This is an optimization exercise on Yosys and OpenROAD, whose aim is small area and few clock cycles, not a production implementation. Only simulation tests tie the RTL to the original design; equivalence was not proved. Power and IR drop assume default switching activity.

==> flow/design.v <==
`timescale 1ns / 1ps
module bin2gray #(
    parameter WIDTH = 5                 
)(
    input  wire [WIDTH-1:0] bin,        
    output wire [WIDTH-1:0] gray        
);
    assign gray = (bin >> 1) ^ bin;
endmodule
`timescale 1ns / 1ps
module gray2bin #(
    parameter WIDTH = 5                 
)(
    input  wire [WIDTH-1:0] gray,       
    output wire [WIDTH-1:0] bin         
);
    integer i;
    reg [WIDTH-1:0] bin_temp;
    always @* begin
        bin_temp[WIDTH-1] = gray[WIDTH-1];
        for (i = WIDTH - 2; i >= 0; i = i - 1) begin
            bin_temp[i] = bin_temp[i+1] ^ gray[i];
        end
    end
    assign bin = bin_temp;
endmodule
`timescale 1ns / 1ps
module sync_flop #(
    parameter WIDTH = 5                     
)(
    input  wire              clk,           
    input  wire              rst,           
    input  wire [WIDTH-1:0]  async_in,      
    output reg  [WIDTH-1:0]  sync_out       
);
    reg [WIDTH-1:0] sync_ff1;               
    always @(posedge clk or posedge rst) begin
        if (rst) begin
            sync_ff1 <= 0;
            sync_out <= 0;
        end else begin
            sync_ff1 <= async_in;
            sync_out <= sync_ff1;
        end
    end
endmodule
`timescale 1ns / 1ps
module fifo_mem #(
    parameter DATA_WIDTH = 41,                 
    parameter ADDR_WIDTH = 4                   
)(
    input  wire                   wr_clk,      
    input  wire                   wr_en,       
    input  wire [ADDR_WIDTH-1:0]  wr_addr,     
    input  wire [DATA_WIDTH-1:0]  wr_data,     
    input  wire                   rd_clk,      
    input  wire                   rd_en,       
    input  wire [ADDR_WIDTH-1:0]  rd_addr,     
    output reg  [DATA_WIDTH-1:0]  rd_data      
);
    localparam DEPTH = 1 << ADDR_WIDTH;        
    reg [DATA_WIDTH-1:0] mem [0:DEPTH-1];      
    always @(posedge wr_clk) begin
        if (wr_en) begin
            mem[wr_addr] <= wr_data;           
        end
    end
    always @(posedge rd_clk) begin
        if (rd_en) begin
            rd_data <= mem[rd_addr];           
        end
    end
endmodule
`timescale 1ns / 1ps
module async_fifo_ctrl #(
    parameter DATA_WIDTH = 41,     
    parameter ADDR_WIDTH = 4       
)(
    input  wire                   wr_clk,      
    input  wire                   wr_rst,      
    input  wire                   wr_en,       
    input  wire [DATA_WIDTH-1:0]  wr_data,     
    input  wire                   rd_clk,      
    input  wire                   rd_rst,      
    input  wire                   rd_en,       
    output wire                   full,        
    output wire                   empty,       
    output wire [DATA_WIDTH-1:0]  rd_data      
);
    localparam PTR_WIDTH = ADDR_WIDTH + 1;  
    reg [PTR_WIDTH-1:0] wr_ptr_bin;                
    wire [PTR_WIDTH-1:0] wr_ptr_gray;              
    wire [PTR_WIDTH-1:0] rd_ptr_gray_sync;         
    wire [PTR_WIDTH-1:0] rd_ptr_bin_sync;          
    reg [PTR_WIDTH-1:0] rd_ptr_bin;                
    wire [PTR_WIDTH-1:0] rd_ptr_gray;              
    wire [PTR_WIDTH-1:0] wr_ptr_gray_sync;         
    wire [PTR_WIDTH-1:0] wr_ptr_bin_sync;          
    bin2gray #(.WIDTH(PTR_WIDTH)) wr_bin2gray (
        .bin(wr_ptr_bin),
        .gray(wr_ptr_gray)
    );
    bin2gray #(.WIDTH(PTR_WIDTH)) rd_bin2gray (
        .bin(rd_ptr_bin),
        .gray(rd_ptr_gray)
    );
    sync_flop #(.WIDTH(PTR_WIDTH)) rd_ptr_sync_inst (
        .clk(wr_clk),
        .rst(wr_rst),
        .async_in(rd_ptr_gray),
        .sync_out(rd_ptr_gray_sync)
    );
    sync_flop #(.WIDTH(PTR_WIDTH)) wr_ptr_sync_inst (
        .clk(rd_clk),
        .rst(rd_rst),
        .async_in(wr_ptr_gray),
        .sync_out(wr_ptr_gray_sync)
    );
    gray2bin #(.WIDTH(PTR_WIDTH)) rd_gray2bin (
        .gray(rd_ptr_gray_sync),
        .bin(rd_ptr_bin_sync)
    );
    gray2bin #(.WIDTH(PTR_WIDTH)) wr_gray2bin (
        .gray(wr_ptr_gray_sync),
        .bin(wr_ptr_bin_sync)
    );
    always @(posedge wr_clk or posedge wr_rst) begin
        if (wr_rst) begin
            wr_ptr_bin <= 0;  
        end else if (wr_en && !full) begin
            wr_ptr_bin <= wr_ptr_bin + 1'b1;  
        end
    end
    always @(posedge rd_clk or posedge rd_rst) begin
        if (rd_rst) begin
            rd_ptr_bin <= 0;  
        end else if (rd_en && !empty) begin
            rd_ptr_bin <= rd_ptr_bin + 1'b1;  
        end
    end
    assign full = ((wr_ptr_gray[PTR_WIDTH-1] != rd_ptr_gray_sync[PTR_WIDTH-1]) &&
                   (wr_ptr_gray[PTR_WIDTH-2] != rd_ptr_gray_sync[PTR_WIDTH-2]) &&
                   (wr_ptr_gray[PTR_WIDTH-3:0] == rd_ptr_gray_sync[PTR_WIDTH-3:0]));
    assign empty = (rd_ptr_gray == wr_ptr_gray_sync);
    fifo_mem #(
        .DATA_WIDTH(DATA_WIDTH),
        .ADDR_WIDTH(ADDR_WIDTH)
    ) fifo_mem_inst (
        .wr_clk(wr_clk),                           
        .wr_en(wr_en && !full),                    
        .wr_addr(wr_ptr_bin[ADDR_WIDTH-1:0]),      
        .wr_data(wr_data),                         
        .rd_clk(rd_clk),                           
        .rd_en(rd_en && !empty),                   
        .rd_addr(rd_ptr_bin[ADDR_WIDTH-1:0]),      
        .rd_data(rd_data)                          
    );
endmodule
`timescale 1ns / 1ps
module async_fifo_top #(
    parameter DATA_WIDTH = 41,     
    parameter ADDR_WIDTH = 4       
)(
    input  wire                   wr_clk,      
    input  wire                   wr_rst,      
    input  wire                   wr_en,       
    input  wire [DATA_WIDTH-1:0]  wr_data,     
    input  wire                   rd_clk,      
    input  wire                   rd_rst,      
    input  wire                   rd_en,       
    output wire                   full,        
    output wire                   empty,       
    output wire [DATA_WIDTH-1:0]  rd_data      
);
    async_fifo_ctrl #(
        .DATA_WIDTH(DATA_WIDTH),   
        .ADDR_WIDTH(ADDR_WIDTH)    
    ) u_async_fifo_ctrl (
        .wr_clk(wr_clk),           
        .wr_rst(wr_rst),           
        .wr_en(wr_en),             
        .wr_data(wr_data),         
        .rd_clk(rd_clk),           
        .rd_rst(rd_rst),           
        .rd_en(rd_en),             
        .full(full),               
        .empty(empty),             
        .rd_data(rd_data)          
    );
endmodule
`timescale 1ns / 1ps
module async_fifo_tx (
    input  wire                   wr_clk,       
    input  wire                   wr_rst,       
    input  wire                   wr_en,        
    input  wire [40:0]            wr_data,      
    input  wire                   rd_clk,       
    input  wire                   rd_rst,       
    input  wire                   rd_en,        
    output wire [40:0]            rd_data,      
    output wire                   full,         
    output wire                   empty         
);
    async_fifo_top #(
        .DATA_WIDTH(41),           
        .ADDR_WIDTH(4)             
    ) u_async_fifo_tx (
        .wr_clk(wr_clk),           
        .wr_rst(wr_rst),           
        .wr_en(wr_en),             
        .wr_data(wr_data),         
        .rd_clk(rd_clk),           
        .rd_rst(rd_rst),           
        .rd_en(rd_en),             
        .full(full),               
        .empty(empty),             
        .rd_data(rd_data)          
    );
endmodule
`timescale 1ns / 1ps
module async_fifo_rx (
    input  wire                   wr_clk,       
    input  wire                   wr_rst,       
    input  wire                   wr_en,        
    input  wire [31:0]            wr_data,      
    input  wire                   rd_clk,       
    input  wire                   rd_rst,       
    input  wire                   rd_en,        
    output wire [31:0]            rd_data,      
    output wire                   full,         
    output wire                   empty         
);
    async_fifo_top #(
        .DATA_WIDTH(32),           
        .ADDR_WIDTH(4)             
    ) u_async_fifo_rx (
        .wr_clk(wr_clk),           
        .wr_rst(wr_rst),           
        .wr_en(wr_en),             
        .wr_data(wr_data),         
        .rd_clk(rd_clk),           
        .rd_rst(rd_rst),           
        .rd_en(rd_en),             
        .full(full),               
        .empty(empty),             
        .rd_data(rd_data)          
    );
endmodule
`timescale 1ns / 1ps
module spi_master (
    input         SCLK,                      
    input         SRESET,                    
    output reg    spi_clk,                   
    output reg    spi_mosi,                  
    input         spi_miso,                  
    output reg    spi_cs,                    
    input  [40:0] Tx_FIFO_data_in,           
    output reg    Tx_FIFO_read_en,           
    input         Tx_FIFO_empty,             
    output reg [31:0]  Rx_FIFO_data_out,     
    output reg    Rx_FIFO_write_en,          
    input         Rx_FIFO_full               
);
    reg [40:0] shift_reg;       
    reg [5:0]  bit_count;       
    reg [31:0] rx_data;         
    reg        rx_valid;        
    reg        wr_rd_en;        
    reg [2:0]  state;           
    localparam IDLE      = 3'd0,
               LOAD      = 3'd1,
               SEND      = 3'd2,
               WRITE_RX  = 3'd3,
               LOAD_DATA = 3'd4;
    always @(posedge SCLK or posedge SRESET) begin
        if (SRESET) begin
            state             <= IDLE;
            spi_clk           <= 1'b0;
            spi_mosi          <= 1'b0;
            spi_cs            <= 1'b1;
            Tx_FIFO_read_en   <= 1'b0;
            Rx_FIFO_write_en  <= 1'b0;
            Rx_FIFO_data_out  <= 32'd0;
            shift_reg         <= 41'd0;
            bit_count         <= 6'd0;
            rx_data           <= 32'd0;
            rx_valid          <= 1'b0;
            wr_rd_en          <= 1'b0;
        end else begin
            Tx_FIFO_read_en   <= 1'b0;
            Rx_FIFO_write_en  <= 1'b0;
            case (state)
                IDLE: begin
                    spi_clk  <= 1'b0;
                    spi_cs   <= 1'b1;
                    if (!Tx_FIFO_empty) begin
                        Tx_FIFO_read_en <= 1'b1;
                        state <= LOAD;
                    end
                end
                LOAD: begin
                    if(Tx_FIFO_read_en) state <= LOAD_DATA;
                    else state <= LOAD;
                end
                LOAD_DATA: begin
                    shift_reg       <= Tx_FIFO_data_in;
                    wr_rd_en        <= Tx_FIFO_data_in[40];  
                    spi_cs          <= 1'b0;
                    bit_count       <= 6'd0;
                    rx_data         <= 32'd0;
                    rx_valid        <= 1'b0;
                    state           <= SEND;
                end
                SEND: begin
                    spi_clk <= ~spi_clk;
                    if (!spi_clk) begin
                        spi_mosi <= shift_reg[40 - bit_count];
                    end else if (bit_count <= 6'd40) begin
                        if (!wr_rd_en && bit_count >= 6'd9 && bit_count <= 6'd40) begin
                            rx_data[40 - bit_count] <= spi_miso;
                        end
                        bit_count <= bit_count + 1;
                        if (bit_count == 6'd40) begin
                            spi_cs   <= 1'b1;
                            rx_valid <= !wr_rd_en;
                            state    <= (!wr_rd_en) ? WRITE_RX : IDLE;
                        end
                    end
                end
                WRITE_RX: begin
                    if (!Rx_FIFO_full && rx_valid) begin
                        Rx_FIFO_data_out <= rx_data;
                        Rx_FIFO_write_en <= 1'b1;
                        rx_valid         <= 1'b0;
                        state            <= IDLE;
                    end
                end
                default: state <= IDLE;
            endcase
        end
    end
endmodule
`timescale 1ns / 1ps
module AHB_slave (
    input         HRESET,                
    input         HCLK,                  
    input  [7:0]  HADDR,                 
    input  [1:0]  HTRANS,                
    input         HWRITE,                
    input  [2:0]  HSIZE,                 
    input  [2:0]  HBURST,                
    input  [31:0] HWDATA,                
    output reg [40:0] DATA_to_TxFIFO,    
    output reg        TxFIFO_wr_en,      
    input             TxFIFO_full,       
    input      [31:0] DATA_from_RxFIFO,  
    output reg        RxFIFO_rd_en,      
    input             RxFIFO_empty,      
    output [31:0] HRDATA,                
    output        HRESP,                 
    output        HREADY                 
);
    localparam RD_REQ = 2'd0, RD_WAIT = 2'd1, RD_DATA = 2'd2;
    reg        dp_valid;            
    reg        dp_write;            
    reg [7:0]  dp_addr;             
    reg [2:0]  dp_size;             
    reg [1:0]  rd_state;            
    function [31:0] align_data;
        input [31:0] HWDATA;
        input [2:0]  HSIZE;
        begin
            case (HSIZE)
                3'b000: align_data = {24'b0, HWDATA[7:0]};   
                3'b001: align_data = {16'b0, HWDATA[15:0]};  
                3'b010: align_data = HWDATA;                 
                default: align_data = 32'h0;                 
            endcase
        end
    endfunction
    assign HREADY = !dp_valid ||
                    (dp_write ? !TxFIFO_full : (rd_state == RD_DATA));
    assign HRESP = 1'b0;
    always @(*) begin
        TxFIFO_wr_en   = 1'b0;
        DATA_to_TxFIFO = {1'b0, dp_addr, 32'b0};
        RxFIFO_rd_en   = 1'b0;
        if (dp_valid && dp_write) begin
            TxFIFO_wr_en   = !TxFIFO_full;
            DATA_to_TxFIFO = {1'b1, dp_addr, align_data(HWDATA, dp_size)};
        end
        if (dp_valid && !dp_write) begin
            TxFIFO_wr_en = (rd_state == RD_REQ) && !TxFIFO_full;
            RxFIFO_rd_en = (rd_state == RD_WAIT) && !RxFIFO_empty;
        end
    end
    always @(posedge HCLK or posedge HRESET) begin
        if (HRESET) begin
            dp_valid <= 1'b0;
            dp_write <= 1'b0;
            dp_addr  <= 8'h0;
            dp_size  <= 3'h0;
            rd_state <= RD_REQ;
        end else begin
            if (dp_valid && !dp_write) begin
                case (rd_state)
                    RD_REQ:  if (!TxFIFO_full)  rd_state <= RD_WAIT;
                    RD_WAIT: if (!RxFIFO_empty) rd_state <= RD_DATA;
                    default: rd_state <= RD_REQ;
                endcase
            end
            if (HREADY) begin
                dp_valid <= HTRANS[1];
                dp_write <= HWRITE;
                dp_addr  <= HADDR;
                dp_size  <= HSIZE;
            end
        end
    end
    assign HRDATA = DATA_from_RxFIFO;
endmodule
`timescale 1ns / 1ps
module ahb_to_spi_bridge (
    input         HCLK,           
    input         HRESET,         
    input  [7:0]  HADDR,          
    input  [1:0]  HTRANS,         
    input         HWRITE,         
    input  [2:0]  HSIZE,          
    input  [2:0]  HBURST,         
    input  [31:0] HWDATA,         
    output [31:0] HRDATA,         
    output        HREADY,         
    output        HRESP,          
    output        spi_clk,        
    output        spi_mosi,       
    input         spi_miso,       
    output        spi_cs          
);
    wire [40:0] tx_fifo_data_out;    
    wire        tx_fifo_full;        
    wire        tx_fifo_empty;       
    wire        tx_fifo_read_en;     
    wire [40:0] tx_fifo_data_in;     
    wire        tx_fifo_write_en;    
    wire [31:0] rx_fifo_data_out;    
    wire        rx_fifo_full;        
    wire        rx_fifo_empty;       
    wire        rx_fifo_read_en;     
    wire [31:0] rx_fifo_data_in;     
    wire        rx_fifo_write_en;    
    AHB_slave ahb_slave (
        .HRESET(HRESET),
        .HCLK(HCLK),
        .HADDR(HADDR),
        .HTRANS(HTRANS),
        .HWRITE(HWRITE),
        .HSIZE(HSIZE),
        .HBURST(HBURST),
        .HWDATA(HWDATA),
        .DATA_to_TxFIFO(tx_fifo_data_in),
        .TxFIFO_wr_en(tx_fifo_write_en),
        .TxFIFO_full(tx_fifo_full),
        .DATA_from_RxFIFO(rx_fifo_data_out),
        .RxFIFO_rd_en(rx_fifo_read_en),
        .RxFIFO_empty(rx_fifo_empty),
        .HRDATA(HRDATA),
        .HRESP(HRESP),
        .HREADY(HREADY)
    );
    async_fifo_tx tx_fifo (
        .wr_clk(HCLK),
        .wr_rst(HRESET),
        .wr_en(tx_fifo_write_en),
        .wr_data(tx_fifo_data_in),
        .rd_clk(HCLK),
        .rd_rst(HRESET),
        .rd_en(tx_fifo_read_en),
        .rd_data(tx_fifo_data_out),
        .full(tx_fifo_full),
        .empty(tx_fifo_empty)
    );
    async_fifo_rx rx_fifo (
        .wr_clk(HCLK),
        .wr_rst(HRESET),
        .wr_en(rx_fifo_write_en),
        .wr_data(rx_fifo_data_in),
        .rd_clk(HCLK),
        .rd_rst(HRESET),
        .rd_en(rx_fifo_read_en),
        .rd_data(rx_fifo_data_out),
        .full(rx_fifo_full),
        .empty(rx_fifo_empty)
    );
    spi_master spi_master (
        .SCLK(HCLK),
        .SRESET(HRESET),
        .spi_clk(spi_clk),
        .spi_mosi(spi_mosi),
        .spi_miso(spi_miso),
        .spi_cs(spi_cs),
        .Tx_FIFO_data_in(tx_fifo_data_out),
        .Tx_FIFO_read_en(tx_fifo_read_en),
        .Tx_FIFO_empty(tx_fifo_empty),
        .Rx_FIFO_data_out(rx_fifo_data_in),
        .Rx_FIFO_write_en(rx_fifo_write_en),
        .Rx_FIFO_full(rx_fifo_full)
    );
endmodule
==> flow/run.sh <==
#!/bin/bash
# synth_recipe.tcl (not shown) runs the flow's synth.tcl, then flattens the netlist and writes it again
# the make line also repeats each setting of config.mk as NAME=value (left out here)
make -C /OpenROAD-flow-scripts/flow DESIGN_CONFIG=/design/flow/config.mk WORK_HOME=/design/flow/orfs CLKGATE_MAP_FILE= SYNTH_SCRIPT=/design/flow/synth_recipe.tcl finish
==> flow/config.mk <==
export PLATFORM = sky130hd
export DESIGN_NAME = ahb_to_spi_bridge
export DESIGN_NICKNAME = ahb_to_spi_bridge
export VERILOG_FILES = /design/flow/design.v
export SDC_FILE = /design/flow/constraint.sdc
export NUM_CORES = 4
export LEC_CHECK = 0
export CAP_MARGIN = 20
export CORE_MARGIN = 2
export CORE_UTILIZATION = 40
export SLEW_MARGIN = 20
==> flow/constraint.sdc <==
create_clock -name core_clock -period 6.0 [get_ports {HCLK}]
set_input_delay 1.2000 -clock core_clock [delete_from_list [all_inputs] [get_ports {HCLK}]]
set_output_delay 1.2000 -clock core_clock [all_outputs]
set_load 0.01 [all_outputs]
==> images/io_placement.png <==
Pins as bars across the die edge, other pins in grey.
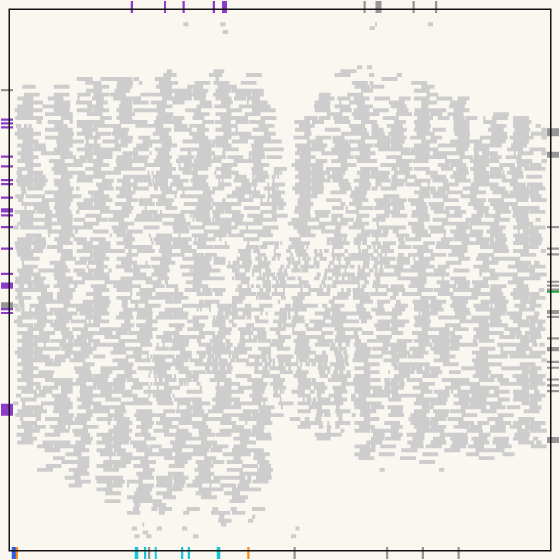
| port | colour | pins | direction | edge |
|---|---|---|---|---|
| HWDATA | purple | 32 | input | 25 west, 7 north |
| HTRANS | orange | 2 | input | south |
| HBURST | blue | 3 | input | south |
| HADDR | cyan | 8 | input | south |
| spi_miso | green | 1 | input | east |
all pins by edge: 29 west, 28 east, 18 south, 14 north

==> images/worst_path.png <==
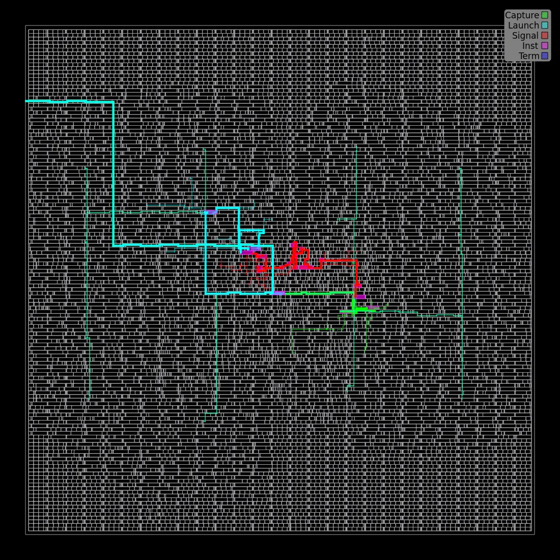
final core occ: 45.74%
Fin Setup TNS: 0 ns
final worst slack: 0.9222 ns

==> impl_metrics.yaml <==
status:
  status: "complete, no violations"
clocking:
  root_buffer: "clkbuf_16"
  clkTransAtPathRegs_ns: 0.06
  htreeDepth: 4
  numCtsBuffers: 143
  cts_num_sinks: 1436
  clk_latency_ns: 0.77
  cts_resized: 0
  cts_buffer_depth: 3
floorplanning:
  core_region_area_um2: 137300
  dieArea_um2: 141200
  io_pins: 89
pwr:
  p_seq_mw: 12.0
  pwr.group.clock_mw: 8.48
  pwr_density_cell_nw_per_um2: 384.6
  p_sw_mw: 6.214
  combPwrFrac_pct: 15.4
  clockPowerShare_pct: 35.1
  top_power_group: "sequential cells"
  pwr-share-seq_pct: 49.5
route:
  drc: 0
  drt_iter0_drc: 2334
  met3_wirelength_um: 6230
worst_setup_path:
  cpMaxStageDelayCell: "a2111oi_4"
  path_depth: 15
  path_class: "flip-flop to flip-flop"
  worst-path-max-fanout: 17
  path_buf_inv: 2
  crit_start: "spi_master.bit_count[1]"
  max_stage_delay_ns: 0.69
  crit_end: "spi_master.rx_data[12]"
  required_ns: 6.61
global_route:
  grt_max_degree: 166
  grt_pass1_wl_um: 179800
  antenna_found_initial: 1
  top_usage_layer: "met2"
  grtUsageMet2_pct: 30.12
synthesis:
  synth_edf_count: 1241
  synth_largest_area_cell: "edfxtp_1"
  synthSimpleGateAreaFrac_pct: 2.960
  synthCells: 2565
  synth_mux_area_share_pct: 16.28
  synthTopCellsByCount: "1241 x edfxtp_1, 375 x mux4_2, 194 x dfrtp_1, 152 x nand2_1, 86 x clkbuf_1"
  ys_seq_area_share_pct: 76.24
  syn_avg_cell_area_um2: 21.55
  synth_compound_area_share_pct: 1.768
  synthTopCellsByArea: "edfxtp_1 67%, mux4_2 15%, dfrtp_1 8.8%"
  syn_area_um2: 55280
  synth-seq-cells: 1436
cells_and_area:
  nNonClkBuffers: 126
  layout-drive-gt1-share_pct: 25.55
  dominant_cells: "registers"
  num_antenna_cells: 1
  nClkBuffers: 200
  num-multi-input-gates: 976
  multiInputGateArea_um2: 12660
  largest_register_ffs: 656
hold_path:
  min_path_cells: 0
sta:
  timing.slew.headroom_pct: 25.19
  setup-violations-final: 0
  rsz0062_at_grt: "false"
  finClkSkew_ns: 0.02624
  finalMaxSlewViolations: 0
place:
  placement.cell_area_um2: 58350
  place.port_buffers: 83
job:
  max_cap_viol_count: 0
Testbench counts, summed over its fixed seeds: cycles 169,723.
==> images/congestion.png <==
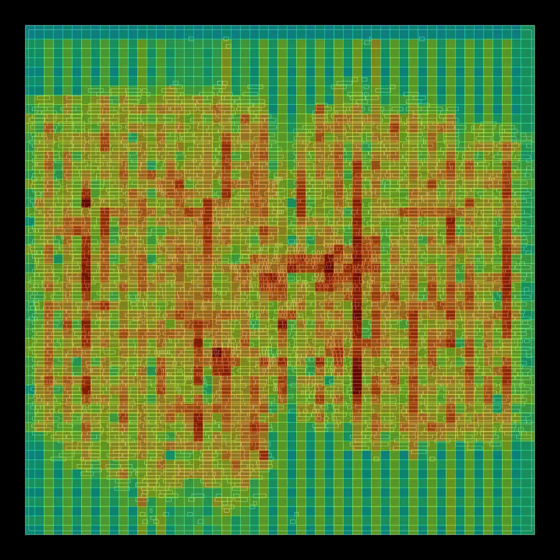
grt met3 use: 2.548%
met1 Use GR: 22.61%
post-DR wirelength/cell: 26.27 um

==> images/metal_density.png <==
Scale bar: 100 um. 38 x 38 tiles, from black (low) to pale yellow (high), scaled to the fullest tile. Values are wire area over tile area, all layers added.
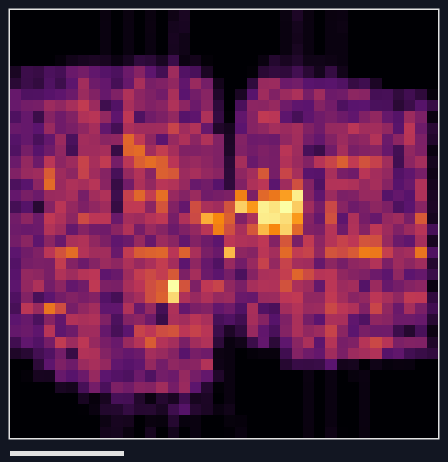
fullest tile: 0.52
mean over tiles: 0.14
densest ninth of the die: centre
nearly empty tiles: 21%
tiles over half the peak: 8.9%

-- stage by stage --
| step | worst slack (ns) | hold WS [ns] | std cells | total power [mW] | util, % |
|---|---|---|---|---|---|
| 2_1_floorplan | 1.732 | 0.3312 | 2565 | 14.36 | - |
| 3_3_place_gp | 1.244 | 0.3385 | 4353 | 15.84 | 42.49 |
| 3_5_place_dp | 1.100 | 0.3363 | 4353 | 15.94 | 42.49 |
| 4_1_cts | 1.083 | 0.3506 | 4612 | 24.41 | 45.73 |
| 5_1_grt | 0.5750 | 0.3548 | 4612 | 25.10 | 45.74 |
| 6_report | 0.9222 | 0.3481 | 4613 | 24.16 | 45.74 |
-- placed cells by master, fill, tap and decap left out, drive strengths merged, types with 6 or more instances in the layout --
master         instances
clkdlybuf4s50         83
mux2                  45
nand3                 10
and3                  38
xnor2                 28
clkbuf               200
clkinv                44
o311ai                28
clkinvlp               7
inv                   25
and2                  38
o21ai                 55
xor2                  23
buf                   43
nor2                  25
nand2                152
nand4                  6
nand2b                 6
nor3                  13
edfxtp              1241
ha                    36
o2111ai               11
dfrtp                194
mux4                 375
a21oi                 10

what the ideal ports hide:
In the flow no input, the clock included, has a driving cell. The finished layout below was timed again as built, in two steps. Step 1, drivers: a clkbuf_16 drives HCLK and a buf_2 each remaining input, both assumed. Step 2 adds t to the input delays and takes it off the output delays; t is the mean of the earliest and latest rising clock arrival at the registers after step 1. Input paths then give back, and output paths get back, about the clock's delay inside the block. a / b / c = ideal / step 1 / step 2; a / b = the first two.
shift t [ns]: 0.829
setup slack, ns: 0.922 / 0.922 / 0.922
hold WS [ns]: 0.348 / 0.348 / 0.348
clock arrival spread, ns: 0.028 / 0.027
worst register clock-pin slew, ns: 0.06 / 0.06
After both steps this run still meets setup and hold. The setup slack of this run moves by 0.000 ns with the drivers and by 0.000 ns with both steps.
